Background: an optimization exercise with open tools, aiming at small area and a short achievable clock period. Do not read the settings as production practice. At most, simulation tests tie the RTL to the original design; equivalence was not proved. Not every run is shown, and edits may drop behaviour that the tests do not exercise. The RTL of run 2 was laid out without a check of its function. No driver is modelled on the clock port, so clocking that relies on it looks cheaper here than on a real chip. Power figures rest on the tool's default switching activity, not on a simulated workload.

### flow/design.v
module ram_design(input logic clk,
                  input logic en_a, en_b,  
                  input logic [4:0] addr_a, addr_b,
                  input logic [7:0] data_in_a, data_in_b,
                  output logic [7:0] data_out_a, data_out_b
                  );
  logic [31:0][7:0] ram;  
  always@(posedge clk) begin
    if(en_a)
      ram [addr_a] <= data_in_a;  
    if(en_b)
      ram [addr_b] <= data_in_b;  
  end
  always@(posedge clk)    
    if(en_a) begin
      data_out_a <= data_in_a;
    end
    else begin 
      data_out_a <= ram [addr_a];  
    end
  always@(posedge clk)   
    if(en_b) begin
      data_out_b <= data_in_b;
    end
    else begin 
      data_out_b <= ram [addr_b];
    end
endmodule
### flow/run.sh
#!/bin/bash
# synth_recipe.tcl (not shown) runs the flow's synth.tcl, then flattens the netlist and writes it again
# the make line also repeats each setting of config.mk as NAME=value (left out here)
make -C /OpenROAD-flow-scripts/flow DESIGN_CONFIG=/design/flow/config.mk WORK_HOME=/design/flow/orfs CLKGATE_MAP_FILE= SYNTH_SCRIPT=/design/flow/synth_recipe.tcl finish
### flow/config.mk
export PLATFORM = sky130hd
export DESIGN_NAME = ram_design
export DESIGN_NICKNAME = ram_design
export VERILOG_FILES = /design/flow/design.v
export SDC_FILE = /design/flow/constraint.sdc
export NUM_CORES = 4
export LEC_CHECK = 0
export CAP_MARGIN = 20
export CORE_MARGIN = 2
export CORE_UTILIZATION = 40
export SLEW_MARGIN = 20
### flow/constraint.sdc
create_clock -name core_clock -period 3.0 [get_ports {clk}]
set_input_delay 0.6000 -clock core_clock [delete_from_list [all_inputs] [get_ports {clk}]]
set_output_delay 0.6000 -clock core_clock [all_outputs]
set_load 0.01 [all_outputs]
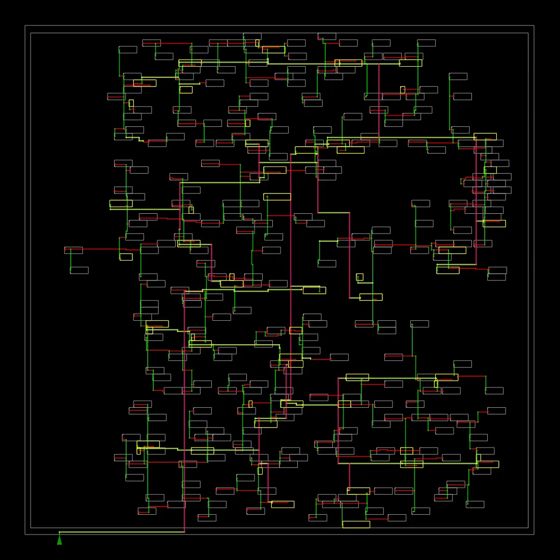
(run_1/final_clocks.png)
clk_skew: 0.0420 ns
sequential cell count: 272

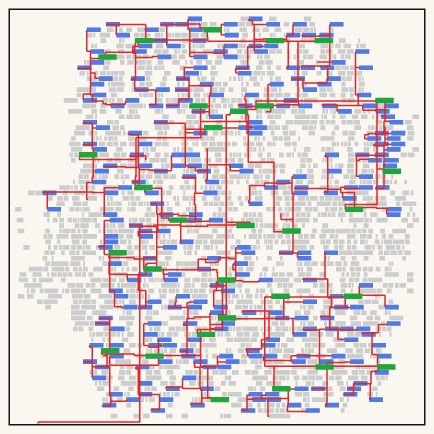
(run_1/clock_map.png)
(2 px per µm)
Key: green = cells driving clock nets [count 30]; red = clock wires [length 3870 µm]; blue = flip-flops [count 272]
Position of the flops: spread over the die.
power share of the clock group: 27.4%
power in the clock group: 0.00397 W

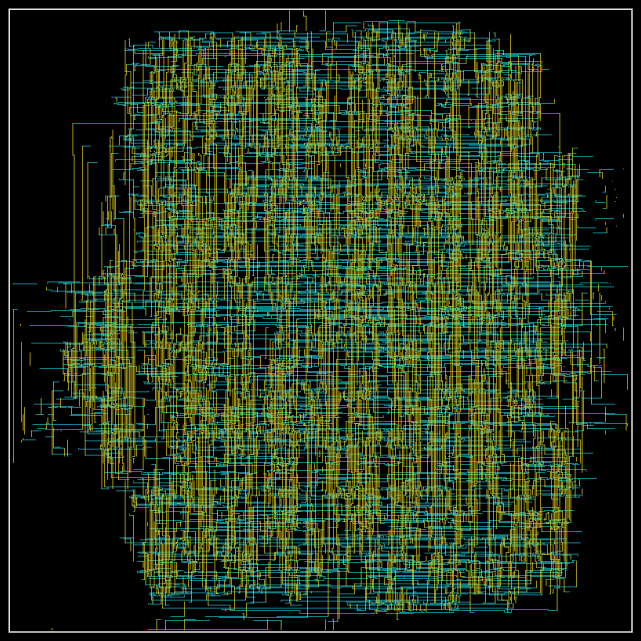
(run_1/metal_stack.png)
(3 px per µm) Only two layers are drawn.
Key: yellow = met2 [wire length 31.4 mm]; cyan = met1 [wire length 28.4 mm]
GRT Overall Usage: 32.3%
routed wire length: 71800 µm

==> metrics.md, run 1 <==
| Metric | Value |
|---|---|
| Nets@finish | `2003` |
| First-pass iteration count of the detailed router | `6` |
| DRT iter0 DRCs | `2330` |
| Simple-gate share of the synthesized area | `11.2%` |
| Die width | `207 µm` |
| Tcrit/Tclk final | `93.8%` |
| Slowest cell delay on critical path | `0.76 ns` |
| Post-Synth Adder-Cell Area | `0.531%` |
| Post-route non-filler standard cell count | `2525` |
| Critical path endpoint category | `flop` |
| Flop and latch count out of synthesis | `272` |
| Mux cell area share after synthesis | `24.9%` |
| Initial antenna violation count | `1` |
| Die height | `207 µm` |
| Startpoint Class | `input pin` |
| DRC violations left | `0` |
| Largest area contributor in the netlist | `dfxtp_1` |
| PnR worst setup slack | `0.187 ns` |
| Worst r2r dst | `data_out_b[7]` |
| Sequential area share after synthesis | `33.0%` |
| Setup Fix Bufs, Post-CTS | `0` |
| Crit path buf inv count | `4` |
| Worst min path class | `reg2reg` |
| Skew-Pair Late Insertion Delay | `0.61 ns` |
| Number of top-level pins | `45` |
| Post-DR wirelength/cell | `28.4 µm` |
| FP Rows | `74` |
| Cell area after synthesis | `16500 µm²` |
| PD cells | `687 nW/µm²` |
| I/O Buffers | `44` |
| Largest net degree at the start of global routing | `46` |
| CTS tree | `yes` |
| Root buf cell | `clkbuf_16` |
| R2R depth | `6` |
| Count of cell types in the netlist | `71` |
| Worst Hold Depth | `2` |
| Peak Freq | `0.355 GHz` |
| Main area contributors after synthesis | `dfxtp_1, mux2i_1, mux2_2, a32oi_1, mux4_2` |
| Clock Sinks | `272` |
| Cell count after placement | `2467` |
| Gr ovfl total | `0` |
| Worst slack after detailed placement | `-0.279 ns` |
| DP Area | `20000 µm²` |
| Critical path class | `in2reg` |
| Crit-path max FO | `24` |
| Required time of the critical path | `3.55 ns` |
| Hold buffers post-CTS | `0` |
| Final non-filler cell area | `21100 µm²` |
| Net Count, Synth | `1851` |
| Clock slew at reported path FFs | `0.06 ns` |
| Setup crit start | `addr_b[1]` |
| Die area | `42900 µm²` |
| Max Cap Viol | `0` |
| Vias per inst | `6.64` |
| Combinational family with the most area after synthesis | `multiplexers` |
| Via count | `16800` |
| CTS buffer count | `30` |
| CP max-delay cell | `o41ai_1` |
| Setup TNS | `0 ns` |
| Worst Tran Pin Value | `1.01 ns` |
| Ys flop type | `dfxtp_1` |
| Area fraction of the dominant cell type after synthesis | `33.0%` |
| Final hold vios | `0` |
| Status | `no timing/DRC/antenna violations` |
| Complex-gate fraction of the synthesized area | `24.8%` |
| Final Max Tran Viols | `0` |
| Total Power | `0.0145 W` |
[run 1: registers in the layout, indices dropped and copies added, names as in the netlist]
name / flops
data_out_a: 8
data_out_b: 8
ram: 256
[run 1: power groups by stage]
| stage | clock network (W) | logic [W] | registers [W] |
|---|---|---|---|
| floorplan | 0 | 0.00317 | 0.00558 |
| global placement | 0 | 0.00438 | 0.00583 |
| detailed placement | 0 | 0.00451 | 0.00589 |
| CTS | 0.00399 | 0.00452 | 0.00582 |
| global route | 0.00413 | 0.00492 | 0.00599 |
| finish | 0.00397 | 0.00461 | 0.00589 |
[run 1: metal layers]
metal  vias to the layer above  wire (µm)  share of wire (%)  global-route usage (%)
met5                         -          0                  0                       0
met4                         0       4030                5.6                    16.2
met3                       225       7890                 11                    5.78
met2                      1181      31400                 44                    49.5
met1                      8092      28400                 40                    43.6
li1                       7279          -                  -                       -
[run 1: cell type report]
class,count,area (µm²),area share (%)
diodes,2,5.00,0.0237
clock buffers,41,852,4.04
repair buffers,314,3130,14.8
well taps,532,666,3.16
clock inverters,15,191,0.908
multi-input cells,1329,10700,50.8
flip-flops and latches,272,5450,25.8
inverters,20,83.8,0.398
==> run_1/cell_classes.png <==
(2 px per µm)
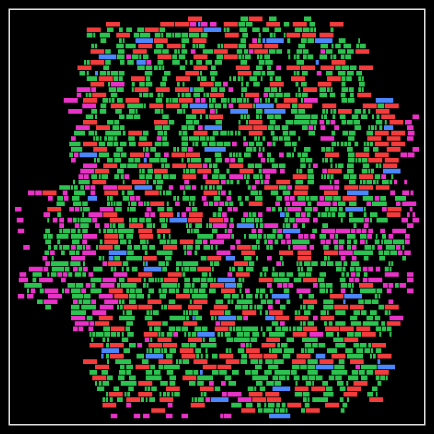

## Run 2: what changed since run 1
==> flow/design.v (replaced) <==
module ram_design(input logic clk,
                  input logic en_a, en_b,  
                  input logic [4:0] addr_a, addr_b,
                  input logic [7:0] data_in_a, data_in_b,
                  output logic [7:0] data_out_a, data_out_b
                  );
  logic [31:0][7:0] ram;  
  logic [31:0] dec_a, dec_b;
  logic [31:0] wr_a, wr_b, hold;
  always_comb begin
    for (int i = 0; i < 32; i++) begin
      dec_a[i] = (addr_a == i[4:0]);
      dec_b[i] = (addr_b == i[4:0]);
      wr_b[i]  = en_b & dec_b[i];
      wr_a[i]  = en_a & dec_a[i] & ~wr_b[i];  
      hold[i]  = ~(wr_a[i] | wr_b[i]);
    end
  end
  always_ff @(posedge clk)
    for (int i = 0; i < 32; i++)
      ram[i] <= ({8{wr_a[i]}} & data_in_a) |
                ({8{wr_b[i]}} & data_in_b) |
                ({8{hold[i]}} & ram[i]);
  logic [7:0] rd_a, rd_b;
  always_comb begin
    rd_a = '0;
    rd_b = '0;
    for (int i = 0; i < 32; i++) begin
      rd_a = rd_a | ({8{dec_a[i]}} & ram[i]);
      rd_b = rd_b | ({8{dec_b[i]}} & ram[i]);
    end
  end
  always_ff @(posedge clk) begin
    data_out_a <= en_a ? data_in_a : rd_a;
    data_out_b <= en_b ? data_in_b : rd_b;
  end
endmodule
==> flow/flow/run.sh (new file) <==
#!/bin/bash
# Own layout flow: the standard flow (standard.sh), except that Yosys's abc
# call maps the combinational logic with flow/map.abc (an area-oriented &nf
# cut mapping) instead of ORFS's abc speed script. Registers, names, flattening
# and every later step are the standard ones.
set -euo pipefail
W=$(pwd)
F=$W/flow
{
  echo "proc abc {args} {"
  echo "  set i [lsearch -exact \$args -script]"
  echo "  if {\$i >= 0} { lset args [expr {\$i + 1}] $F/map.abc }"
  echo "  yosys abc {*}\$args"
  echo "}"
  cat "$W/synth_recipe.tcl"
} > "$W/own_synth.tcl"
sed -e "s|SYNTH_SCRIPT=[^ ]*|SYNTH_SCRIPT=$W/own_synth.tcl|" "$W/standard.sh" > "$W/own_standard.sh"
grep -q "SYNTH_SCRIPT=$W/own_synth.tcl" "$W/own_standard.sh"
bash "$W/own_standard.sh" finish > "$W/orfs_make.log" 2>&1
==> flow/flow/map.abc (new file) <==
strash
dch -f
&get -n
&nf -R 1000
&put
topo
==> flow/standard.sh (new file) <==
#!/bin/bash
# synth_recipe.tcl (not shown) runs the flow's synth.tcl, then flattens the netlist and writes it again
# the make line also repeats each setting of config.mk as NAME=value (left out here)
make -C /OpenROAD-flow-scripts/flow DESIGN_CONFIG=/design/flow/config.mk WORK_HOME=/design/flow/orfs CLKGATE_MAP_FILE= SYNTH_SCRIPT=/design/flow/synth_recipe.tcl "${@:-finish}"
removed: flow/run.sh
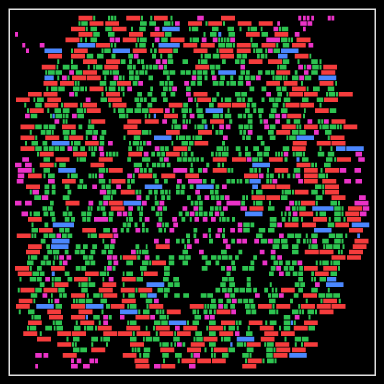
(run_2/cell_classes.png)
(2 px per µm)
Key: blue = clock drivers and dummy loads [cells 50, share of their area 6.3%]; magenta = other buffers and delay cells [cells 228, share of their area 12%]; red = flip-flops [cells 272, share of their area 35%]; green = all other logic [cells 1102, share of their area 47%]
final non-filler cell area: 16000 µm²
final core occ: 51.1%
Seq area share: 33.9%
core region area: 31400 µm²

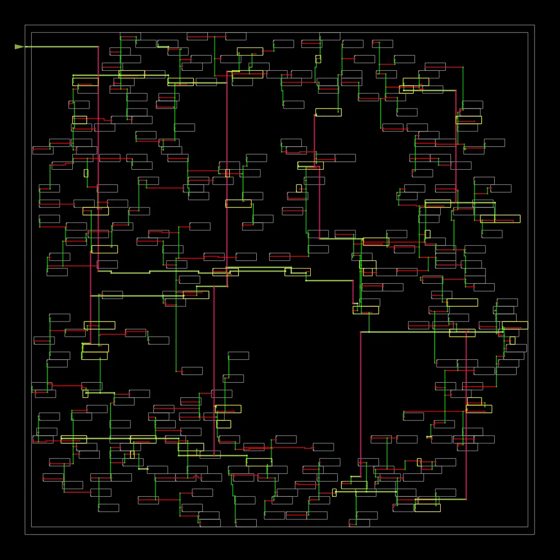
(run_2/final_clocks.png)
CTS buffer count: 30
clk_skew: 0.0139 ns

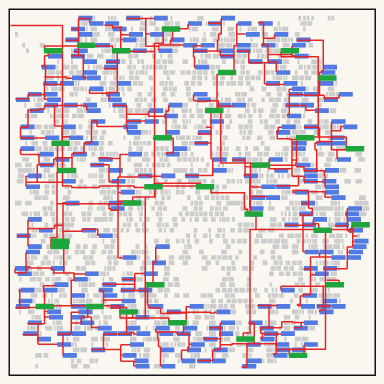
(run_2/clock_map.png)
(2 px per µm)
Key: red = clock wires [length 3600 µm]; green = cells driving clock nets [count 30]; blue = flip-flops [count 272]
There are 31 routed clock nets.
power share of the clock group: 33.3%
Skew-Pair Late Insertion Delay: 0.57 ns

==> metrics.md, run 2 <==
| Metric | Value |
|---|---|
| PnR worst setup slack | `0.214 ns` |
| Final hold vios | `0` |
| DRC violations left | `0` |
| First-pass iteration count of the detailed router | `14` |
| Tcrit/Tclk final | `92.9%` |
| R2R depth | `5` |
| Main area contributors after synthesis | `dfxtp_1, a222oi_1, a22oi_1, clkinv_1, a21oi_1` |
| Routed wire length | `60300 µm` |
| Largest net degree at the start of global routing | `53` |
| Crit-path max FO | `10` |
| Die area | `33200 µm²` |
| Max Cap Viol | `0` |
| FP Rows | `65` |
| Worst Hold Endpoint | `data_out_a[6]` |
| Total Power | `0.0112 W` |
| Hold buffers post-CTS | `0` |
| Largest area contributor in the netlist | `dfxtp_1` |
| Largest registers | `ram: 256 flops, data_out_a: 8 flops, data_out_b: 8 flops` |
| Routed Antenna Nets | `0` |
| Count of cell types in the netlist | `17` |
| Clock slew at reported path FFs | `0.06 ns` |
| Cell area after synthesis | `12700 µm²` |
| Via count | `14700` |
| Critical path endpoint category | `flop` |
| Die width | `182 µm` |
| Comb pwr | `0.00195 W` |
| Worst r2r dst | `data_out_a[6]` |
| I/O Buffers | `44` |
| Post-DR wirelength/cell | `29.4 µm` |
| Area fraction of the dominant cell type after synthesis | `42.9%` |
| Cell count after placement | `2004` |
| Setup TNS | `0 ns` |
| Nets@finish | `1663` |
| Synthesized instance count | `1374` |
| Die height | `182 µm` |
| Post-route non-filler standard cell count | `2055` |
| R2R setup slack | `1.17 ns` |
| Ys flop type | `dfxtp_1` |
| Reg with most FFs | `ram` |
| Max power group | `sequential cells` |
| Gr ovfl total | `0` |
| Sequential area share after synthesis | `42.9%` |
| Setup crit start | `addr_a[1]` |
| Worst Tran Pin Value | `1.18 ns` |
| Startpoint Class | `input pin` |
| Slowest cell delay on critical path | `0.56 ns` |
| Final Max Tran Viols | `0` |
| # setup viols final | `0` |
| Initial antenna violation count | `3` |
| Flop and latch count out of synthesis | `272` |
| DP Area | `15100 µm²` |
| Seq. pwr | `0.00552 W` |
| Power in the clock group | `0.00374 W` |
| First-pass GRT wire length | `88300 µm` |
| Number of flip-flops in the largest register | `256` |
| DRT iter0 DRCs | `3332` |
| Root buf cell | `clkbuf_16` |
| Critical path class | `in2reg` |
| Clock Sinks | `272` |
| CP max-delay cell | `clkdlybuf4s50_1` |
| GRT Overall Usage | `35.1%` |
| Peak Freq | `0.359 GHz` |
| VDD IR-drop max | `0.529 mV` |
| Worst min path class | `in2reg` |
| CTS tree | `yes` |
| Min-Delay Startpoint | `data_in_a[6]` |
| Setup Fix Bufs, Post-CTS | `0` |
| Worst Hold Depth | `3` |
| Status | `no timing/DRC/antenna violations` |
| Number of top-level pins | `45` |
| Worst slack after detailed placement | `-0.288 ns` |
| Vias per inst | `7.15` |
| Required time of the critical path | `3.44 ns` |
| PD cells | `699 nW/µm²` |
| Net Count, Synth | `1403` |
==> run 2: cell types whose count changed after synthesis, sizes merged, moves of 42 or more <==
cell    before  now
a32oi      105    0
buf         49    0
mux2       112    0
a222oi       0  272
mux2i      207    0
clkinv       1  272
a22oi       32  166
clkbuf     145    0
nor2        80   38
nand2      177   38
o21ai      143    0
==> run 2: critical path: cells and delay by family <==
family | cells | cell delay (ns)
AOI/OAI and AO/OA | 3 | 0.69
buffers and inverters | 1 | 0.56
and+or+nand+nor | 4 | 1.36
==> run 2: area by class of cell <==
cell class / count / area (µm²)
sequential: 272 / 5450
timing repair buffer: 228 / 1840
clock inverter: 10 / 140
clock buffer: 40 / 838
fill: 2938 / 15400
tap: 402 / 503
multi-input combinational: 830 / 6250
antenna: 1 / 2.50
inverter: 272 / 1020
==> run 2: cells by family (layout without fill, tap and decap cells) <==
kind of cell	Yosys count	count (layout)	synth area share, %
AOI/OAI and AO/OA	560	560	37.8
buffers and inverters	272	550	8.04
DFF	272	272	42.9
other	0	1	0
and+or+nand+nor	270	270	11.3
==> run 2: routing by layer <==
layer	part of all wire, %	global-route usage [%]
met1	40	49.3
met2	43	53.8
met3	13	6.23
met4	4.1	13.4
met5	0.060	0
==> run_2/metal_stack.png <==
(3 px per µm) Only two layers are drawn.
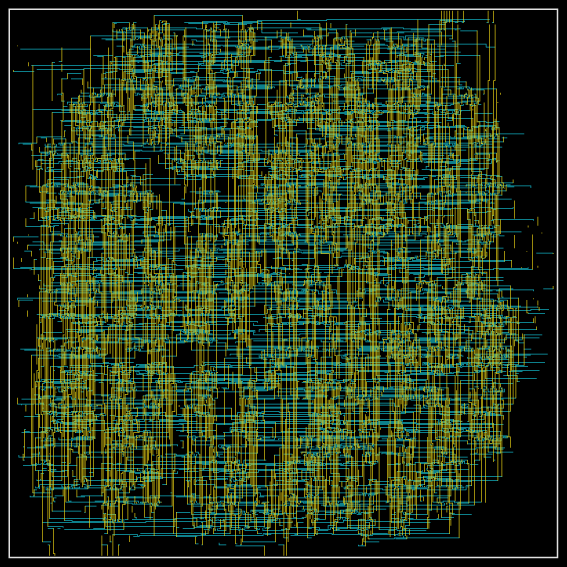

==> run 3: a larger rewrite; changed files in full <==
==> flow/design.v <==
module ram_design(input logic clk,
                  input logic en_a, en_b,  
                  input logic [4:0] addr_a, addr_b,
                  input logic [7:0] data_in_a, data_in_b,
                  output logic [7:0] data_out_a, data_out_b
                  );
  logic [31:0][7:0] ram;  
  logic [7:0] hi_a_n, hi_b_n;
  logic [3:0] lr_a_n, lw_a_n, lr_b_n, lw_b_n;
  ram_predec u_pd_a (.addr(addr_a), .en(en_a), .hi_n(hi_a_n), .lr_n(lr_a_n), .lw_n(lw_a_n));
  ram_predec u_pd_b (.addr(addr_b), .en(en_b), .hi_n(hi_b_n), .lr_n(lr_b_n), .lw_n(lw_b_n));
  logic [31:0] rs_a, rs_b, wr_a, wr_b, wr;
  for (genvar i = 0; i < 32; i++) begin : g_sel
    ram_wordsel u_sel (.hi_a_n(hi_a_n[i/4]), .lr_a_n(lr_a_n[i%4]), .lw_a_n(lw_a_n[i%4]),
                       .hi_b_n(hi_b_n[i/4]), .lr_b_n(lr_b_n[i%4]), .lw_b_n(lw_b_n[i%4]),
                       .rs_a(rs_a[i]), .rs_b(rs_b[i]), .wa(wr_a[i]), .wb(wr_b[i]), .w(wr[i]));
  end
  wire [7:0] nd_a = ~data_in_a;
  wire [7:0] nd_b = ~data_in_b;
  logic [31:0][7:0] ram_next;
  for (genvar i = 0; i < 32; i++) begin : g_word
    for (genvar j = 0; j < 8; j++) begin : g_bit
      ram_bitcell u_cell (.q(ram[i][j]), .wa(wr_a[i]), .wb(wr_b[i]), .w(wr[i]),
                          .nda(nd_a[j]), .ndb(nd_b[j]), .d(ram_next[i][j]));
    end
  end
  always_ff @(posedge clk)
    ram <= ram_next;
  logic [7:0] rd_a, rd_b;
  for (genvar j = 0; j < 8; j++) begin : g_rd
    logic [32:0] v;
    for (genvar i = 0; i < 32; i++) begin : g_w
      assign v[i] = ram[i][j];
    end
    assign v[32] = 1'b0;
    ram_rdbit u_rd_a (.s({en_a, rs_a}), .v({data_in_a[j], v[31:0]}), .y(rd_a[j]));
    ram_rdbit u_rd_b (.s({en_b, rs_b}), .v({data_in_b[j], v[31:0]}), .y(rd_b[j]));
  end
  always_ff @(posedge clk) begin
    data_out_a <= rd_a;
    data_out_b <= rd_b;
  end
endmodule
module ram_predec(input logic [4:0] addr,
                  input logic en,
                  output logic [7:0] hi_n,
                  output logic [3:0] lr_n, lw_n);
  always_comb begin
    for (int m = 0; m < 8; m++)
      hi_n[m] = ~(addr[4:2] == m[2:0]);
    for (int k = 0; k < 4; k++) begin
      lr_n[k] = ~((addr[1:0] == k[1:0]) & ~en);
      lw_n[k] = ~((addr[1:0] == k[1:0]) & en);
    end
  end
endmodule
module ram_wordsel(input logic hi_a_n, lr_a_n, lw_a_n, hi_b_n, lr_b_n, lw_b_n,
                   output logic rs_a, rs_b, wa, wb, w);
  assign rs_a = ~(hi_a_n | lr_a_n);
  assign rs_b = ~(hi_b_n | lr_b_n);
  assign wb   = ~(hi_b_n | lw_b_n);
  assign wa   = ~(hi_a_n | lw_a_n | wb);
  assign w    = wa | wb;
endmodule
module ram_bitcell(input logic q, wa, wb, w, nda, ndb,
                   output logic d);
  assign d = ~((wa & nda) | (wb & ndb) | ~(q | w));
endmodule
module ram_rdbit(input logic [32:0] s, v,
                 output logic y);
  logic [10:0] p;
  for (genvar k = 0; k < 11; k++) begin : g_grp
    ram_aoi222 u_grp (.s(s[3*k+2:3*k]), .v(v[3*k+2:3*k]), .y(p[k]));
  end
  assign y = ~&p;
endmodule
module ram_aoi222(input logic [2:0] s, v,
                  output logic y);
  assign y = ~|(s & v);
endmodule
==> flow/flow/run.sh <==
#!/bin/bash
# Own layout flow: the standard flow (standard.sh) with three changes:
#  - Yosys's abc call maps the logic with flow/map.abc (an area-oriented &nf
#    cut mapping) instead of ORFS's abc speed script; registers, names,
#    flattening and renaming are the standard synthesis's;
#  - port buffers are sky130_fd_sc_hd__buf_2 rather than the delay cell
#    buffer_ports picks by default;
#  - CTS uses clkbuf_4/clkbuf_8 and inserts no dummy loads.
# Every tool's output stays in orfs/logs; make's own output goes to
# orfs_make.log.
set -euo pipefail
W=$(pwd)
F=$W/flow
{
  echo "proc abc {args} {"
  echo "  set i [lsearch -exact \$args -script]"
  echo "  if {\$i >= 0} { lset args [expr {\$i + 1}] $F/map.abc }"
  echo "  yosys abc {*}\$args"
  echo "}"
  cat "$W/synth_recipe.tcl"
} > "$W/own_synth.tcl"
sed -e "s|SYNTH_SCRIPT=[^ ]*|SYNTH_SCRIPT=$W/own_synth.tcl|" "$W/standard.sh" > "$W/own_standard.sh"
grep -q "SYNTH_SCRIPT=$W/own_synth.tcl" "$W/own_standard.sh"
bash "$W/own_standard.sh" \
  "BUFFER_PORTS_ARGS=-buffer_cell sky130_fd_sc_hd__buf_2" \
  "CTS_ARGS=-sink_clustering_enable -repair_clock_nets -dont_use_dummy_load -buf_list {sky130_fd_sc_hd__clkbuf_4 sky130_fd_sc_hd__clkbuf_8}" \
  finish > "$W/orfs_make.log" 2>&1
==> flow/config.mk <==
export PLATFORM = sky130hd
export DESIGN_NAME = ram_design
export DESIGN_NICKNAME = ram_design
export VERILOG_FILES = /design/flow/design.v
export SDC_FILE = /design/flow/constraint.sdc
export NUM_CORES = 4
export LEC_CHECK = 0
export CAP_MARGIN = 20
export CORE_MARGIN = 2
export CORE_UTILIZATION = 40
export GPL_TIMING_DRIVEN = 0
export SETUP_SLACK_MARGIN = 1.2
export SLEW_MARGIN = 20
export SYNTH_HIERARCHICAL = 1
export SYNTH_MINIMUM_KEEP_SIZE = 0
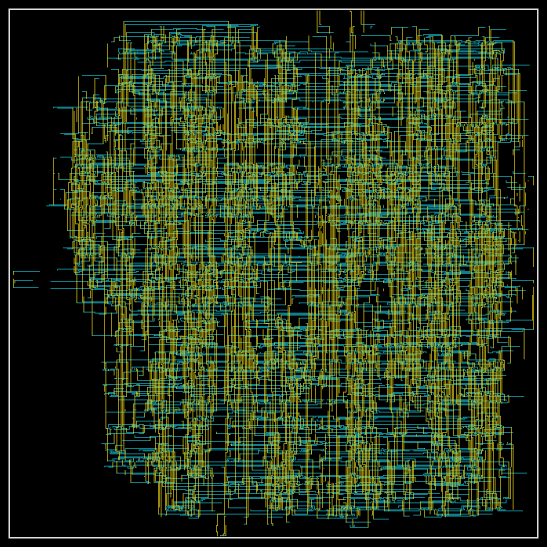
(run_3/metal_stack.png)
(3 px per µm) Only two layers are drawn.
Key: yellow = met2 [wire length 23.3 mm]; cyan = met1 [wire length 20.7 mm]
via count: 13900
routed wire length: 55100 µm
post-DR wirelength/cell: 30.5 µm
GRT Overall Usage: 34.1%

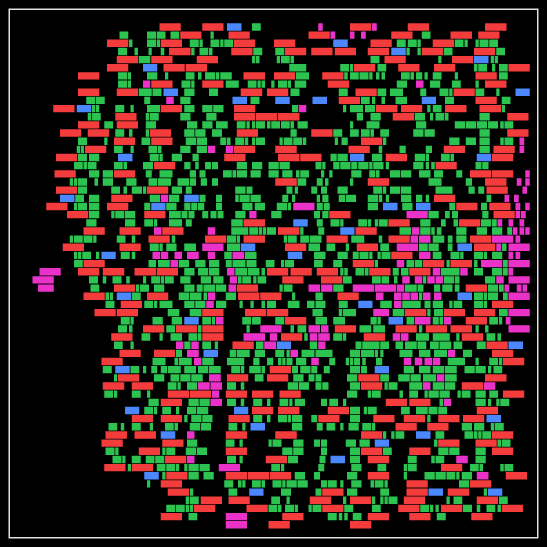
(run_3/cell_classes.png)
(3 px per µm)
Key: red = flip-flops [cells 272, share of their area 37%]; green = all other logic [cells 964, share of their area 49%]; magenta = other buffers and delay cells [cells 135, share of their area 8.8%]; blue = cells driving clock nets [cells 48, share of their area 4.5%]
Seq area share: 36.1%
core region area: 28900 µm²
final non-filler cell area: 15100 µm²
final core occ: 52.3%

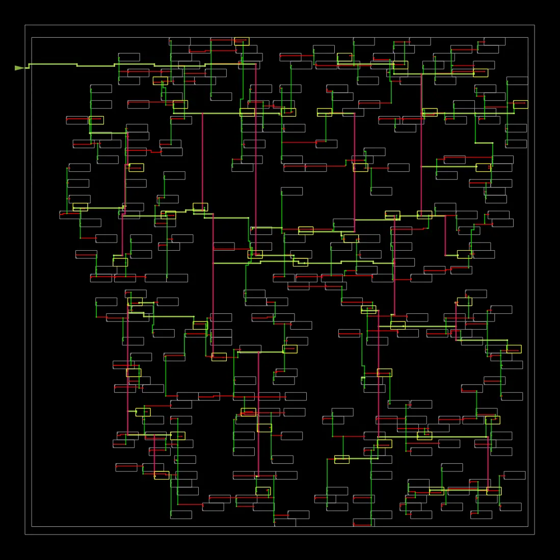
(run_3/final_clocks.png)
Clock Sinks: 272
power in the clock group: 0.00280 W
clock buf count: 48

==> metrics.md, run 3 <==
| Metric | Value |
|---|---|
| Reg with most FFs | `ram` |
| # setup viols final | `0` |
| Critical path endpoint category | `flop` |
| Net Count, Synth | `1265` |
| PnR worst setup slack | `1.01 ns` |
| Critical path depth | `9` |
| Nets@finish | `1450` |
| Sequential cell count | `272` |
| Number of top-level pins | `45` |
| Setup TNS | `0 ns` |
| Cell count after placement | `1667` |
| Cell area after synthesis | `11800 µm²` |
| DRT iter0 DRCs | `3191` |
| Largest area contributor in the netlist | `dfxtp_1` |
| First-pass iteration count of the detailed router | `13` |
| Die width | `176 µm` |
| CTS buffer count | `48` |
| Worst min path class | `in2reg` |
| Non-clk buf share | `8.50%` |
| Simple-gate share of the synthesized area | `17.6%` |
| Slowest cell delay on critical path | `0.55 ns` |
| N_diodes | `0` |
| Largest registers | `ram: 256 flops, data_out_a: 8 flops, data_out_b: 8 flops` |
| Required time of the critical path | `3.40 ns` |
| Sequential area share after synthesis | `46.2%` |
| Synthesized instance count | `1236` |
| DP Area | `12800 µm²` |
| Area fraction of the dominant cell type after synthesis | `46.2%` |
| Worst slack after detailed placement | `-0.347 ns` |
| Complex-gate fraction of the synthesized area | `35.7%` |
| Clk_skew | `0.0641 ns` |
| Clock slew at reported path FFs | `0.07 ns` |
| Setup Fix Bufs, Post-CTS | `57` |
| Top delay family on crit path | `simple AND/OR/NAND/NOR gates` |
| Number of flip-flops in the largest register | `256` |
| Ys flop type | `dfxtp_1` |
| Worst Tran Pin Value | `0.841 ns` |
| Crit path buf inv count | `3` |
| Worst Hold Depth | `3` |
| Post-Synth Adder-Cell Area | `0%` |
| Flop and latch count out of synthesis | `272` |
| First-pass GRT wire length | `80000 µm` |
| Die height | `176 µm` |
| Largest cell class by area | `multi-input gates` |
| Multi-input combinational area share | `47.3%` |
| Mux cell area share after synthesis | `0%` |
| Peak Freq | `0.501 GHz` |
| CTS tree | `yes` |
| Main area contributors after synthesis | `dfxtp_1, a221oi_1, a222oi_1, nor2_1, nand4_1` |
| Vias per inst | `7.74` |
| DRC violations left | `0` |
| Layout fillers | `2647` |
| Critical path class | `in2reg` |
| Initial antenna violation count | `0` |
| Gr ovfl total | `0` |
| Total Power | `0.0104 W` |
| FP Rows | `62` |
| Final hold vios | `0` |
| Status | `no timing/DRC/antenna violations` |
| Power share of the clock group | `26.8%` |
| Non-clock buffer count in the final layout | `135` |
| Multi-input gate count | `948` |
| Max Cap Viol | `0` |
| Xor/xnor share of the synthesized area | `0%` |
| Root buf cell | `clkbuf_8` |
| Startpoint Class | `input pin` |
## run 3: power by group through the flow
stage	clock (W)	sequential, W	combinational (W)
2_1_floorplan	0	0.00535	0.00123
3_3_place_gp	0	0.00566	0.00165
3_5_place_dp	0	0.00567	0.00172
4_1_cts	0.00282	0.00561	0.00186
5_1_grt	0.00298	0.00577	0.00215
6_report	0.00280	0.00568	0.00197
## run 3: path summary, 6_finish.rpt
kind,startpoint,to,slack [ns]
min,data_in_a[0],data_out_a[0],0.30
max reg2reg,ram[175],data_out_a[7],1.22
min reg2reg,ram[110],ram[110],0.50
max,en_b,data_out_b[1],1.01
## run 3: layer usage
metal / routed length (µm) / vias up / GRT usage [%]
met2: 23300 / 1193 / 51.0
li1: - / 5813 / -
met4: 3450 / 0 / 17.5
met3: 7590 / 246 / 9.70
met1: 20700 / 6695 / 44.7
met5: 0 / - / 0
## run 3: worst min-delay path: stages
cell and delay [ns]:
buf_2 0.10, a222oi_1 0.09, nand4_1 0.08
## run 3: kinds of logic (layout without fill, tap and decap cells)
group                  after synthesis  in the layout
AO/OA/AOI/OAI                      464            464
AND/OR/NAND/NOR                    484            484
flip-flops                         272            272
buffers and inverters               16            199
==> run_3/pdn.png <==
(2 px per µm) Pins as bars on the die edge. Tap cells in grey.
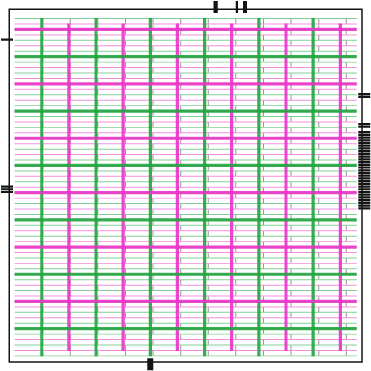

## Run 4: what changed since run 3
--- a/flow/design.v
+++ b/flow/design.v
@@ -69,12 +69,13 @@
 module ram_rdbit(input logic [32:0] s, v,
                  output logic y);
-  logic [10:0] p;
-  for (genvar k = 0; k < 11; k++) begin : g_grp
-    ram_aoi222 u_grp (.s(s[3*k+2:3*k]), .v(v[3*k+2:3*k]), .y(p[k]));
+  logic [16:0] p;
+  for (genvar k = 0; k < 16; k++) begin : g_grp
+    ram_aoi22 u_grp (.s(s[2*k+1:2*k]), .v(v[2*k+1:2*k]), .y(p[k]));
   end
+  assign p[16] = ~(s[32] & v[32]);
   assign y = ~&p;
 endmodule
-module ram_aoi222(input logic [2:0] s, v,
-                  output logic y);
+module ram_aoi22(input logic [1:0] s, v,
+                 output logic y);
   assign y = ~|(s & v);
 endmodule
--- a/flow/flow/run.sh
+++ b/flow/flow/run.sh
@@ -24,4 +24,4 @@
 bash "$W/own_standard.sh" \
   "BUFFER_PORTS_ARGS=-buffer_cell sky130_fd_sc_hd__buf_2" \
-  "CTS_ARGS=-sink_clustering_enable -repair_clock_nets -dont_use_dummy_load -buf_list {sky130_fd_sc_hd__clkbuf_4 sky130_fd_sc_hd__clkbuf_8}" \
+  "CTS_ARGS=-sink_clustering_enable -repair_clock_nets -dont_use_dummy_load -sink_clustering_size 16 -sink_clustering_max_diameter 80 -buf_list {sky130_fd_sc_hd__clkbuf_4 sky130_fd_sc_hd__clkbuf_8}" \
   finish > "$W/orfs_make.log" 2>&1
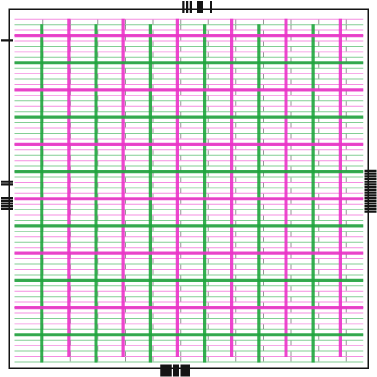
(run_4/pdn.png)
(2 px per µm) Pins as bars on the die edge. Tap cells in grey.
Key: magenta = VDD; green = VSS
The core has 63 rows. 390 tap cells. 45 signal pins sit on the boundary. 64 met1 rails follow the rows.
core region area: 29900 µm²
die height: 179 µm

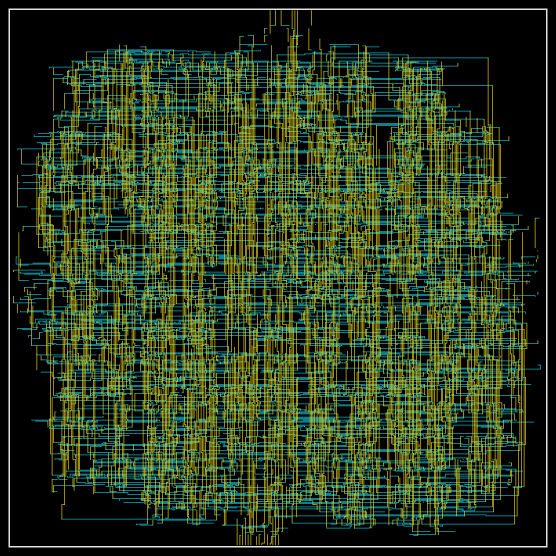
(run_4/metal_stack.png)
(3 px per µm) Only two layers are drawn.
Key: yellow = met2 [wire length 25.3 mm]; cyan = met1 [wire length 23.2 mm]
routed wire length: 59000 µm
GRT Overall Usage: 35.7%

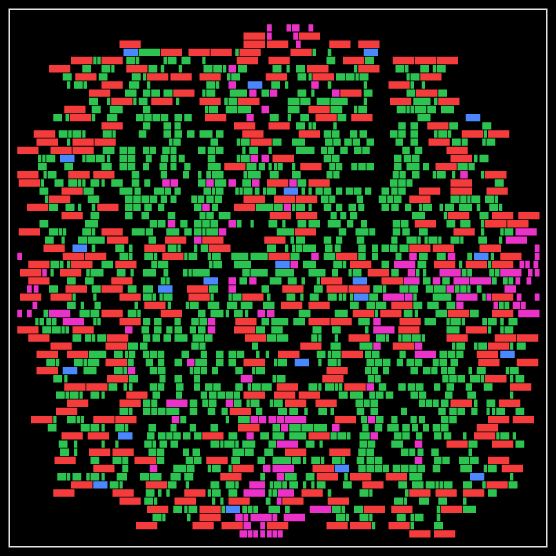
(run_4/cell_classes.png)
(3 px per µm)
Key: green = all other logic [cells 1093, share of their area 53%]; red = flip-flops [cells 272, share of their area 37%]; magenta = other buffers and delay cells [cells 131, share of their area 8.1%]; blue = cells driving clock nets [cells 21, share of their area 2.0%]
final non-filler cell area: 15200 µm²
Seq area share: 35.7%

==> metrics.md, run 4 <==
| Metric | Value |
|---|---|
| DP Area | `13500 µm²` |
| Crit path buf inv count | `1` |
| Sequential area share after synthesis | `44.6%` |
| Reg with most FFs | `ram` |
| Flop and latch count out of synthesis | `272` |
| Comb pwr | `0.00205 W` |
| # setup viols final | `0` |
| GR Util met3 | `6.64%` |
| Met2 GRT Util | `53.7%` |
| DRC violations left | `0` |
| Vias per inst | `7.54` |
| Total Power | `0.00964 W` |
| Complex-gate fraction of the synthesized area | `36.4%` |
| Peak Freq | `0.532 GHz` |
| Gr ovfl total | `0` |
| First-pass iteration count of the detailed router | `7` |
| CP max-delay cell | `nor2_2` |
| Ys flop type | `dfxtp_1` |
| Combinational family with the most area after synthesis | `compound AO/OA/AOI/OAI gates` |
| Post-DR wirelength/cell | `30.9 µm` |
| Top delay family on crit path | `simple AND/OR/NAND/NOR gates` |
| Relative slew slack | `42.6%` |
| Vias in the first global route | `12900` |
| CTS tree | `yes` |
| Count leader, synth | `nor2_1` |
| Cell count after placement | `1815` |
| Setup TNS | `0 ns` |
| Final Max Tran Viols | `0` |
| Post-route non-filler standard cell count | `1907` |
| Mux cell area share after synthesis | `0%` |
| Cell area after synthesis | `12200 µm²` |
| Root buf cell | `clkbuf_8` |
| First-pass GRT wire length | `84400 µm` |
| VDD IR-drop max | `0.417 mV` |
| Routed Antenna Nets | `0` |
| Final hold vios | `0` |
| Final core occ | `51.0%` |
| Critical path class | `in2reg` |
| Main area contributors after synthesis | `dfxtp_1, a221oi_1, a22oi_1, nor2_1, nand4_1` |
| Worst min path class | `in2reg` |
| Crit-path max FO | `16` |
| I/O Buffers | `44` |
| PD cells | `633 nW/µm²` |
| Largest area contributor in the netlist | `dfxtp_1` |
| Required time of the critical path | `3.49 ns` |
| Status | `no timing/DRC/antenna violations` |
| Worst slack after detailed placement | `-0.269 ns` |
| Gr busiest metal | `met2` |
| Dpl hpwl | `38100 µm` |
| Wire length on met3 | `7260 µm` |
| Startpoint Class | `input pin` |
| Die area | `31900 µm²` |
| Power in the clock group | `0.00185 W` |
| Count of cell types in the netlist | `14` |
| Simple-gate share of the synthesized area | `18.5%` |
| Max Used Layer | `met4` |
| Comb power frac | `21.2%` |
| Number of top-level pins | `45` |
| Largest registers | `ram: 256 flops, data_out_a: 8 flops, data_out_b: 8 flops` |
| Power share of the clock group | `19.2%` |
| Clk_skew | `0.0641 ns` |
| Hold buffers post-CTS | `0` |
| Nets@finish | `1548` |
| Xor/xnor share of the synthesized area | `0%` |
| Critical path endpoint category | `flop` |
| Slowest cell delay on critical path | `0.50 ns` |
| WL met1 | `23200 µm` |
| PnR worst setup slack | `1.12 ns` |
| Layout fillers | `2828` |
| Worst Tran Pin Value | `0.860 ns` |
| Avg Cell Area, Syn | `8.95 µm²` |
| Die width | `179 µm` |
| Post-Synth Adder-Cell Area | `0%` |
| Area fraction of the dominant cell type after synthesis | `44.6%` |
| DRT iter0 DRCs | `2392` |
| Clock slew at reported path FFs | `0.10 ns` |
| Synthesized instance count | `1364` |
| Number of flip-flops in the largest register | `256` |
| Via count | `14400` |
| FP Rows | `63` |
| Skew-Pair Late Insertion Delay | `0.59 ns` |
| N_diodes | `0` |
| Net Count, Synth | `1393` |
-- run 4: per-module statistics from Yosys, one instance, submodules excluded --
module | times used | cells inside
ram_aoi22 | 256 | 1
ram_design | 1 | 288
ram_bitcell | 256 | 2
ram_wordsel | 32 | 5
ram_rdbit | 16 | 7
ram_predec | 2 | 18
-- run 4: path summary, 6_finish.rpt --
kind | start | to | slack (ns) | cells past startpoint
worst min register to register | ram[149] | ram[149] | 0.51 | 2
worst max register to register | ram[112] | data_out_a[0] | 1.51 | 4
worst min-delay path | data_in_a[1] | data_out_a[1] | 0.24 | 3
worst max-delay path | addr_b[1] | ram[230] | 1.12 | 6
-- run 4: final cells by class --
class | count | area (µm²) | share of cell area, %
Inverter | 16 | 80.1 | 0.526
Clock buffer | 21 | 289 | 1.90
Timing Repair Buffer | 131 | 1190 | 7.82
Tap cell | 390 | 488 | 3.20
Sequential cell | 272 | 5450 | 35.7
Multi-Input combinational cell | 1077 | 7740 | 50.8
-- run 4: what timing repair did --
action	in CTS	in global routing
setup endpoints to repair	272	217
resized for setup	96	104
buffers inserted	37	33
pin swaps	13	23
gates cloned	0	1
==> run_4/final_clocks.png <==
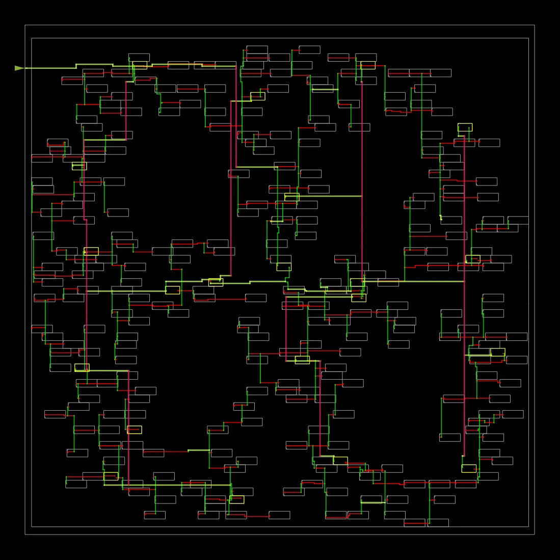

## Run 5: what changed since run 4
--- a/flow/flow/run.sh
+++ b/flow/flow/run.sh
@@ -6,5 +6,7 @@
 #  - port buffers are sky130_fd_sc_hd__buf_2 rather than the delay cell
 #    buffer_ports picks by default;
-#  - CTS uses clkbuf_4/clkbuf_8 and inserts no dummy loads.
+#  - CTS uses clkbuf_4/clkbuf_8 and inserts no dummy loads;
+#  - after the timing repair of CTS and of global routing, flow/recover.tcl
+#    downsizes cells whose extra drive does not help the worst slack.
 # Every tool's output stays in orfs/logs; make's own output goes to
 # orfs_make.log.
@@ -25,3 +27,5 @@
   "BUFFER_PORTS_ARGS=-buffer_cell sky130_fd_sc_hd__buf_2" \
   "CTS_ARGS=-sink_clustering_enable -repair_clock_nets -dont_use_dummy_load -sink_clustering_size 16 -sink_clustering_max_diameter 80 -buf_list {sky130_fd_sc_hd__clkbuf_4 sky130_fd_sc_hd__clkbuf_8}" \
+  "POST_CTS_TCL=$F/post_cts.tcl" \
+  "PRE_GLOBAL_ROUTE_TCL=$F/pre_grt.tcl" \
   finish > "$W/orfs_make.log" 2>&1
==> flow/flow/post_cts.tcl (new file) <==
# POST_CTS_TCL hook: area recovery on placement parasitics after CTS repair.
source [file join [file dirname [info script]] recover.tcl]
estimate_parasitics -placement
area_recover -placement
==> flow/flow/pre_grt.tcl (new file) <==
# PRE_GLOBAL_ROUTE_TCL hook: global_route.tcl calls recover_power_helper between
# global_route -start_incremental and -end_incremental, after its own repair;
# run the area recovery there instead (on global-route parasitics), so the
# nets it touches are routed again.
source [file join [file dirname [info script]] recover.tcl]
proc recover_power_helper { } {
  estimate_parasitics -global_routing
  area_recover -global_routing
}
==> flow/flow/recover.tcl (new file) <==
# Area recovery: after repair_timing has sized the design, try each
# combinational cell at smaller drive strengths of the same function and keep
# the smallest that leaves the worst setup slack at least the slack before
# recovery (less 5 ps) and the worst hold slack non-negative. Clock-tree cells,
# registers and delay cells are left alone. Parasitics are estimated again
# after every change (parasitics is -placement or -global_routing).
proc area_recover { parasitics } {
  set wns0 [sta::worst_slack -max]
  set hold0 [sta::worst_slack -min]
  set setup_floor [expr {$wns0 - 0.005}]
  set hold_floor [expr {min(0.0, $hold0)}]
  set area0 [rsz::design_area]
  set db [ord::get_db]
  set n 0
  foreach inst [[ord::get_db_block] getInsts] {
    set m [[$inst getMaster] getName]
    if {![regexp {^(sky130_fd_sc_hd__(\w+?))_(\d+)$} $m -> base fn drv]} continue
    if {[regexp {^(df|clk|tap|fill|decap|conb|dly|sdf|edf|lpflow)} $fn]} continue
    if {[$inst isFixed]} continue
    set iname [$inst getName]
    foreach d {0 1 2 4 6 8 12 16} {
      if {$d >= $drv} break
      set cand "${base}_$d"
      if {[$db findMaster $cand] eq "NULL"} continue
      if {[get_lib_cells -quiet $cand] eq ""} continue
      if {[get_property [get_lib_cells $cand] dont_use]} continue
      replace_cell $iname $cand
      estimate_parasitics $parasitics
      if {[sta::worst_slack -max] >= $setup_floor && [sta::worst_slack -min] >= $hold_floor} {
        incr n
        break
      }
      replace_cell $iname $m
      estimate_parasitics $parasitics
    }
  }
  puts "area_recover: resized $n cells down, area [format %.1f [expr {$area0 * 1e12}]] -> [format %.1f [expr {[rsz::design_area] * 1e12}]] um2, setup wns $wns0 -> [sta::worst_slack -max], hold wns $hold0 -> [sta::worst_slack -min]"
}
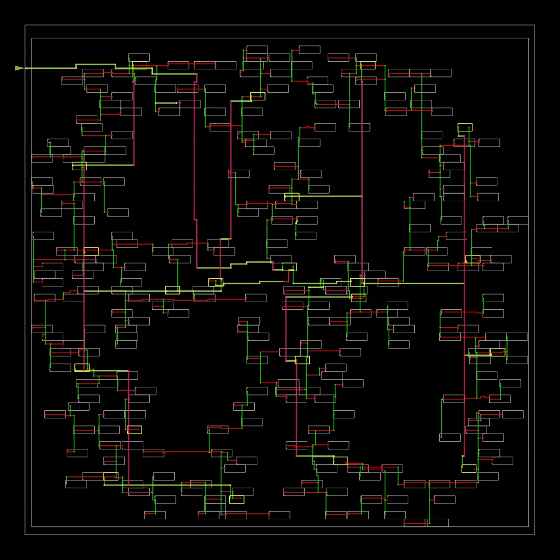
(run_5/final_clocks.png)
power in the clock group: 0.00184 W
clock buf count: 21
Skew-Pair Late Insertion Delay: 0.59 ns
clk_skew: 0.0701 ns

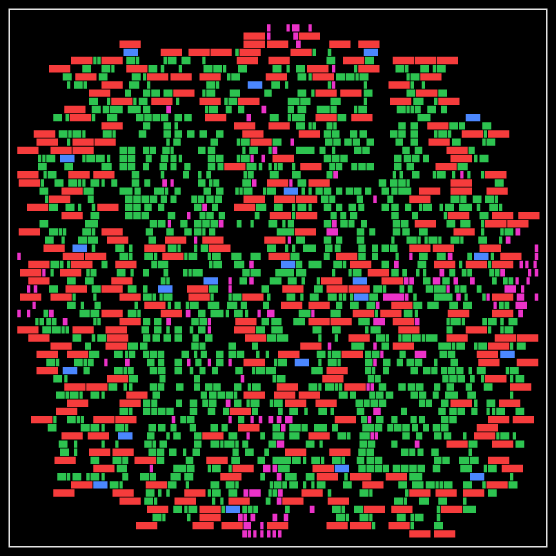
(run_5/cell_classes.png)
(3 px per µm)
Key: magenta = other buffers and delay cells [cells 139, share of their area 4.9%]; blue = cells driving clock nets [cells 21, share of their area 2.1%]; red = flip-flops [cells 272, share of their area 39%]; green = all other logic [cells 1092, share of their area 54%]
Seq area share: 38.1%
FP Rows: 63

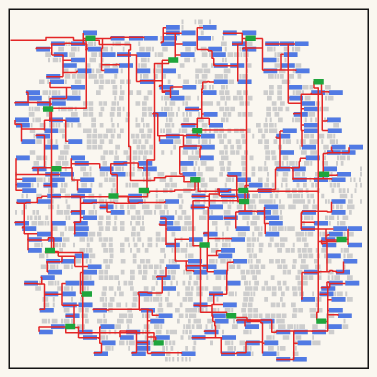
(run_5/clock_map.png)
(2 px per µm)
Key: red = clock wires [length 3290 µm]; blue = flip-flops [count 272]; green = cells driving clock nets [count 21]
There are 22 routed clock nets. Position of the flops: spread over the die.
power share of the clock group: 19.4%

==> metrics.md, run 5 <==
| Metric | Value |
|---|---|
| VDD IR-drop max | `0.410 mV` |
| Number of flip-flops in the largest register | `256` |
| Total Power | `0.00949 W` |
| Met2 GRT Util | `53.2%` |
| Reg with most FFs | `ram` |
| Die height | `179 µm` |
| Cell area after synthesis | `12200 µm²` |
| Clock Sinks | `272` |
| Die area | `31900 µm²` |
| Die width | `179 µm` |
| Layout fillers | `2995` |
| Largest area contributor in the netlist | `dfxtp_1` |
| Net Count, Synth | `1393` |
| CTS tree | `yes` |
| Nets@finish | `1555` |
| Relative slew slack | `33.7%` |
| Initial antenna violation count | `0` |
| Largest registers | `ram: 256 flops, data_out_a: 8 flops, data_out_b: 8 flops` |
| Met2 wire length | `25400 µm` |
| Min-Delay Startpoint | `data_in_a[1]` |
| Worst min path class | `in2reg` |
| Fin Hold WS | `0.280 ns` |
| Comb pwr | `0.00191 W` |
| Gr busiest metal | `met2` |
| Routed wire length | `59000 µm` |
| Max power group | `sequential cells` |
| Vias per inst | `7.48` |
| PD cells | `663 nW/µm²` |
| Largest net degree at the start of global routing | `33` |
| Worst Tran Pin Value | `0.994 ns` |
| Seq. pwr | `0.00574 W` |
| Gr ovfl total | `0` |
| Final hold vios | `0` |
| Ys async rst share | `0%` |
| Setup TNS | `0 ns` |
| Comb power frac | `20.1%` |
| Core region area | `29900 µm²` |
| I/O Buffers | `44` |
| Cell count after placement | `1815` |
| Sequential area share after synthesis | `44.6%` |
| First-pass iteration count of the detailed router | `9` |
| Flop and latch count out of synthesis | `272` |
| GRT Overall Usage | `35.6%` |
| Final core occ | `47.9%` |
| GRT met1 Usage | `48.5%` |
| Worst r2r dst | `data_out_b[2]` |
| Tcrit/Tclk final | `66.6%` |
| FF-to-FF Start | `ram[66]` |
| Via count | `14300` |
| Count leader, synth | `nor2_1` |
| Clock slew at reported path FFs | `0.10 ns` |
| Worst slack after detailed placement | `-0.269 ns` |
| Main area contributors after synthesis | `dfxtp_1, a221oi_1, a22oi_1, nor2_1, nand4_1` |
| WL met1 | `23500 µm` |
| DRC violations left | `0` |
| Startpoint Class | `input pin` |
| DP Area | `13500 µm²` |
| Post-DR wirelength/cell | `30.8 µm` |
| Final Max Tran Viols | `0` |
| DRT iter0 DRCs | `2204` |
| Max Cap Viol | `0` |
| R2R setup slack | `1.44 ns` |
| Area fraction of the dominant cell type after synthesis | `44.6%` |
| Most frequent cells in the layout | `nor2_1, dfxtp_1, a221oi_1, a22oi_1, buf_1` |
| Routed Antenna Nets | `0` |
| Ys flop type | `dfxtp_1` |
| First-pass GRT wire length | `84200 µm` |
| Number of top-level pins | `45` |
| Critical path endpoint category | `flop` |
| Crit-path max FO | `8` |
| # setup viols final | `0` |
| Status | `no timing/DRC/antenna violations` |
| Max Used Layer | `met5` |
| Worst Hold Endpoint | `data_out_a[1]` |
| Required time of the critical path | `3.43 ns` |
| Pint | `0.00611 W` |
| Peak Freq | `0.501 GHz` |
| GR Util met3 | `7.38%` |
| Wire length on met3 | `6800 µm` |
| Dpl hpwl | `38100 µm` |
| N_diodes | `0` |
| Critical path class | `in2reg` |
| Count of cell types in the netlist | `14` |
| Synthesized instance count | `1364` |
| Avg Cell Area, Syn | `8.95 µm²` |
| Psw | `0.00338 W` |
| Switching part of the total | `35.6%` |
| RSZ-0062 raised after global routing | `true` |
| Final non-filler cell area | `14300 µm²` |
| PnR worst setup slack | `1.00 ns` |
| Worst Hold Depth | `3` |
| R2R depth | `4` |
| Vias in the first global route | `12900` |
| Post-route non-filler standard cell count | `1914` |
==> run 5: area by class of cell <==
class / instances / area [µm²] / area share, %
sequential: 272 / 5450 / 38.1
inverter: 16 / 80.1 / 0.560
clock buffer: 21 / 289 / 2.02
tap: 390 / 488 / 3.41
timing repair buffer: 139 / 677 / 4.73
multi-input combinational: 1076 / 7330 / 51.2
==> run 5: critical path: stages <==
cell      delay, ns
buf_2          0.16
or3b_4         0.33
clkbuf_4       0.21
nor2_2         0.09
a22oi_2        0.24
nand4_1        0.21
a21oi_1        0.43
nand2_1        0.17
==> run 5: worst max path at each step <==
stage                          from       endpoint  slack [ns]  cells past startpoint
after floorplan           addr_b[1]       ram[104]        0.97                      4
after global placement         en_b       ram[207]       -0.39                      5
after detailed placement       en_b       ram[228]       -0.27                      5
after global routing      addr_a[1]  data_out_a[0]        1.07                      9
final                     addr_b[1]  data_out_b[2]        1.00                      8
==> run 5: cell families (layout without fill, tap and decap cells) <==
kind of cell,after synthesis,in the layout,synth area share [%]
DFF,272,272,44.6
buffers and inverters,16,176,0.492
and+or+nand+nor,516,516,18.5
AOI/OAI and AO/OA,560,560,36.4
==> run_5/metal_stack.png <==
(3 px per µm) Only two layers are drawn.
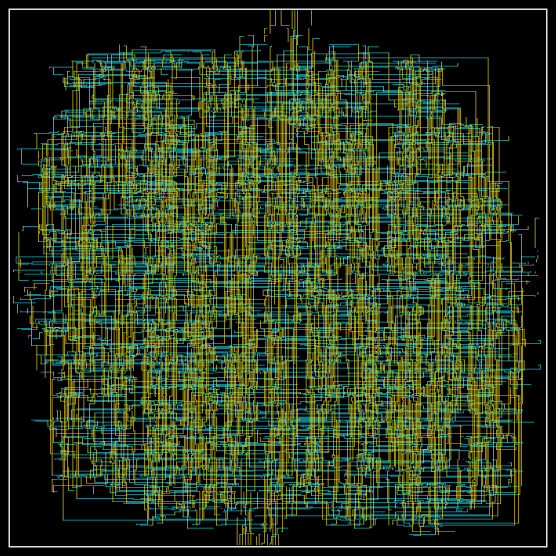

## Run 6: what changed since run 5
--- a/flow/config.mk
+++ b/flow/config.mk
@@ -10,5 +10,5 @@
 export CORE_UTILIZATION = 40
 export GPL_TIMING_DRIVEN = 0
-export SETUP_SLACK_MARGIN = 1.2
+export SETUP_SLACK_MARGIN = 1.4
 export SLEW_MARGIN = 20
 export SYNTH_HIERARCHICAL = 1
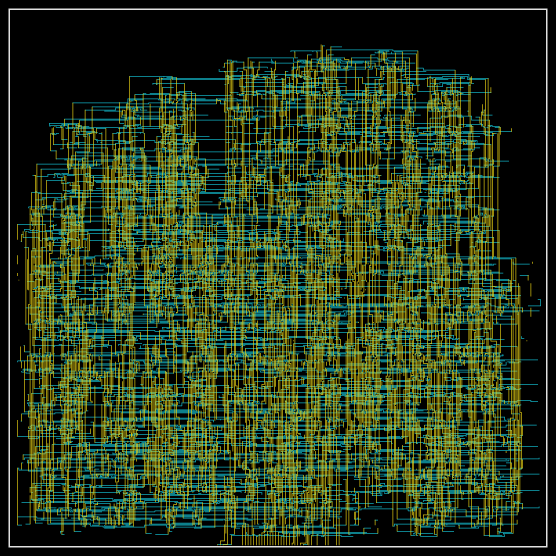
(run_6/metal_stack.png)
(3 px per µm) Only two layers are drawn.
Key: yellow = met2 [wire length 25.7 mm]; cyan = met1 [wire length 23.5 mm]
post-DR wirelength/cell: 30.4 µm
routed wire length: 59500 µm
GRT Overall Usage: 36.1%
via count: 14600

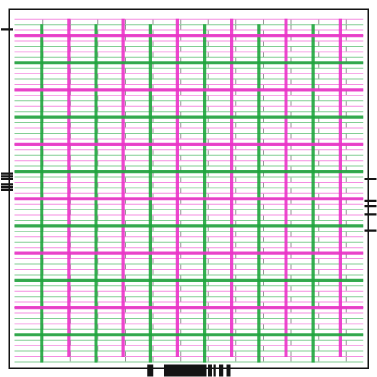
(run_6/pdn.png)
(2 px per µm) Pins as bars on the die edge. Tap cells in grey.
Key: magenta = VDD; green = VSS
64 met1 rails follow the rows. 390 tap cells. 45 signal pins sit on the boundary.
VDD IR-drop max: 0.498 mV
die width: 179 µm

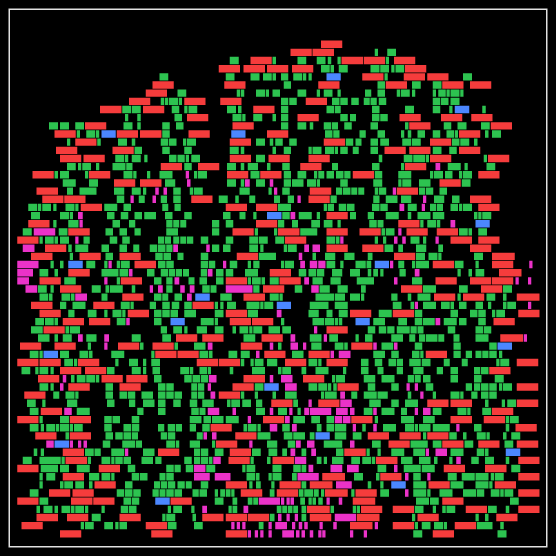
(run_6/cell_classes.png)
(3 px per µm)
Key: red = flip-flops [cells 272, share of their area 37%]; magenta = other buffers and delay cells [cells 181, share of their area 7.3%]; blue = cells driving clock nets [cells 20, share of their area 1.9%]; green = all other logic [cells 1095, share of their area 54%]
Seq area share: 36.0%
final non-filler cell area: 15200 µm²
final core occ: 50.7%

==> metrics.md, run 6 <==
| Metric | Value |
|---|---|
| WL met1 | `23500 µm` |
| Gr ovfl total | `0` |
| Multi-input gate count | `1079` |
| Critical path endpoint | `data_out_b[7]` |
| Footprint of the multi-input gates | `7790 µm²` |
| Reg with most FFs | `ram` |
| N_diodes | `0` |
| Met2 GRT Util | `54.1%` |
| Avg Cell Area, Syn | `8.95 µm²` |
| Setup crit start | `addr_b[0]` |
| Vias per inst | `7.47` |
| Largest cell class by area | `multi-input gates` |
| DP Area | `13500 µm²` |
| Clk_skew | `0.0238 ns` |
| Non-clock buffer count in the final layout | `181` |
| YS warnings | `8` |
| Count leader, synth | `nor2_1` |
| Number of flip-flops in the largest register | `256` |
| Pint | `0.00614 W` |
| Syn-to-layout area delta | `24.2%` |
| Worst r2r dst | `data_out_b[7]` |
| Tcrit/Tclk final | `61.3%` |
| Post-synth top cells | `nor2_1, dfxtp_1, a221oi_1, a22oi_1, nand4_1` |
| R2R setup slack | `1.45 ns` |
| Count of cell types in the netlist | `14` |
| Power share of the clock group | `19.2%` |
| Tapcell count | `390` |
| Sequential area share after synthesis | `44.6%` |
| Comb power frac | `21.0%` |
| Max Cap Viol | `0` |
| Synthesized instance count | `1364` |
| I/O Buffers | `44` |
| Total Power | `0.00953 W` |
| Flop and latch count out of synthesis | `272` |
| Final Max Tran Viols | `0` |
| Worst Tran Pin Value | `0.994 ns` |
| Peak Freq | `0.544 GHz` |
| Fin Hold WS | `0.296 ns` |
| # setup viols final | `0` |
| Routed Antenna Nets | `0` |
| Worst min path class | `in2reg` |
| Cell count after placement | `1804` |
| Required time of the critical path | `3.46 ns` |
| First-pass GRT wire length | `86100 µm` |
| Post-route non-filler standard cell count | `1958` |
| Setup TNS | `0 ns` |
| Ys flop type | `dfxtp_1` |
| GR Util met3 | `8.40%` |
| Max power group | `sequential cells` |
| Multi-input combinational area share | `51.4%` |
| Number of top-level pins | `45` |
| Leak | `5.03 nW` |
| Most frequent cells in the layout | `nor2_1, dfxtp_1, a221oi_1, a22oi_1, buf_1` |
| DRC violations left | `0` |
| FF-to-FF Start | `ram[135]` |
| Largest registers | `ram: 256 flops, data_out_a: 8 flops, data_out_b: 8 flops` |
| PD cells | `629 nW/µm²` |
| Most common library cell in the layout ignoring fill and taps | `nor2_1` |
| Wire length on met3 | `6960 µm` |
| R2R depth | `4` |
| Signal inverters | `16` |
| Initial antenna violation count | `0` |
| Ys async rst share | `0%` |
| Sequential Power Share | `59.8%` |
| Area fraction of the dominant cell type after synthesis | `44.6%` |
| Non-clk buf share | `7.06%` |
| Status | `no timing/DRC/antenna violations` |
| Switching part of the total | `35.6%` |
| Worst slack after detailed placement | `-0.308 ns` |
| Met2 wire length | `25700 µm` |
| Core region area | `29900 µm²` |
| Clock buf count | `20` |
| Nets@finish | `1599` |
| Max Used Layer | `met4` |
| Die area | `31900 µm²` |
| Power in the clock group | `0.00183 W` |
| Seq. pwr | `0.00570 W` |
| Psw | `0.00339 W` |
| Startpoint Class | `input pin` |
| GRT met1 Usage | `48.0%` |
| Net Count, Synth | `1393` |
| Largest net degree at the start of global routing | `33` |
| Skew-Pair Late Insertion Delay | `0.59 ns` |
| Largest area contributor in the netlist | `dfxtp_1` |
| Vias in the first global route | `13300` |
| Critical path endpoint category | `flop` |
| Relative slew slack | `33.7%` |
| PnR worst setup slack | `1.16 ns` |
| Final hold vios | `0` |
| Crit-path max FO | `8` |
| CTS tree | `yes` |
| Gr busiest metal | `met2` |
| Clock slew at reported path FFs | `0.10 ns` |
| Comb pwr | `0.00200 W` |
| Clock Sinks | `272` |
| Layout fillers | `2933` |
| Critical path class | `in2reg` |
| Post-synth EDFFs | `0` |
| Final clock-cell share | `1.82%` |
| Register area | `5460 µm²` |
| RSZ-0062 raised after global routing | `true` |
| FP Rows | `63` |
| Cell area after synthesis | `12200 µm²` |
| Sequential cell count | `272` |
| Main area contributors after synthesis | `dfxtp_1, a221oi_1, a22oi_1, nor2_1, nand4_1` |
| DRT iter0 DRCs | `1861` |
| Dpl hpwl | `36300 µm` |
| First-pass iteration count of the detailed router | `8` |
==> run 6: kinds of logic after synthesis <==
logic type | after synthesis | synth area share (%)
AO/OA/AOI/OAI | 560 | 36.4
AND/OR/NAND/NOR | 516 | 18.5
buffers and inverters | 16 | 0.492
flip-flops | 272 | 44.6
==> run 6: Yosys stat by module, one instance, submodules excluded <==
| module | cells inside | times used | area (µm²) |
|---|---|---|---|
| ram_aoi22 | 1 | 256 | 7.51 |
| ram_bitcell | 2 | 256 | 12.5 |
| ram_design | 288 | 1 | 5510 |
| ram_predec | 18 | 2 | 118 |
| ram_rdbit | 7 | 16 | 38.8 |
| ram_wordsel | 5 | 32 | 22.5 |
==> run 6: how the worst min path moves through the flow <==
stage | from | cells after the start | to | slack, ns
after floorplan | ram[104] | 2 | ram[104] | 0.47
final | data_in_b[5] | 3 | data_out_b[5] | 0.30
after global placement | ram[173] | 2 | ram[173] | 0.48
after detailed placement | ram[209] | 2 | ram[209] | 0.49
after global routing | en_b | 3 | data_out_b[5] | 0.28
==> run 6: critical path: stages <==
cell and delay (ns):
buf_6 0.12, or3b_4 0.25, buf_6 0.14, nor2_2 0.09, a22oi_1 0.32, nand4_1 0.27
nor3_2 0.39, nand2_1 0.11

==> screenshots <==
Clock wires, drivers and flops.
(2 px per µm)
shot_01.png
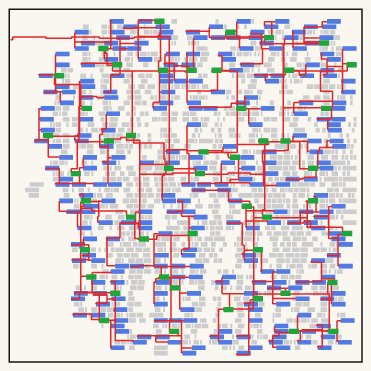
shot_02.png
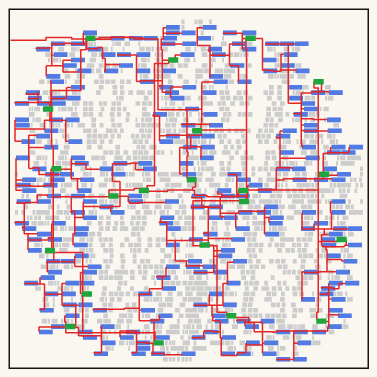
shot_03.png
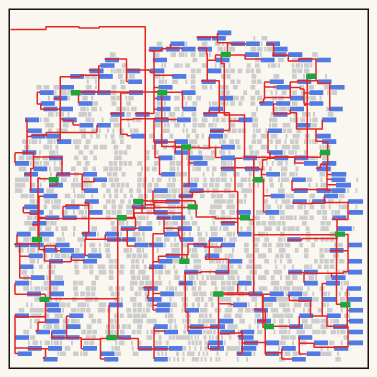
shot_02.png comes from run 4.
shot_01.png comes from run 3.
shot_03.png comes from run 6.

[re-timing with driven ports]
How much do the figures lean on ideal ports? The routed layouts below were timed once more, with nothing changed but the port constraints.
Step 1 assumes that a clkbuf_16 drives the clock port and a buf_2 every other input.
Step 2 times the ports against the registers' clock, not the clock port: input delays grow and output delays shrink by t, the midpoint of the rising clock arrivals with the driver on.
Three values: no drivers, after step 1, after step 2; two values: the first two.
run | t (ns) | setup WS [ns] | worst slew at a driven data input, ns
run 1 | 0.644 | 0.187 / 0.223 / -0.421 | 0.05
run 2 | 0.621 | 0.214 / 0.246 / -0.374 | 0.08
run 3 | 0.611 | 1.005 / 0.989 / 0.378 | 0.07
run 4 | 0.607 | 1.119 / 1.140 / 0.533 | 0.06
run 5 | 0.609 | 1.003 / 1.029 / 0.420 | 0.05
run 6 | 0.620 | 1.162 / 1.104 / 0.484 | 0.15
Met with ideal ports but missed after step 2: setup timing in run 1 and run 2. For run 6, which loses most, drivers alone change the setup slack by -0.058 ns; drivers and shift together by -0.678 ns.
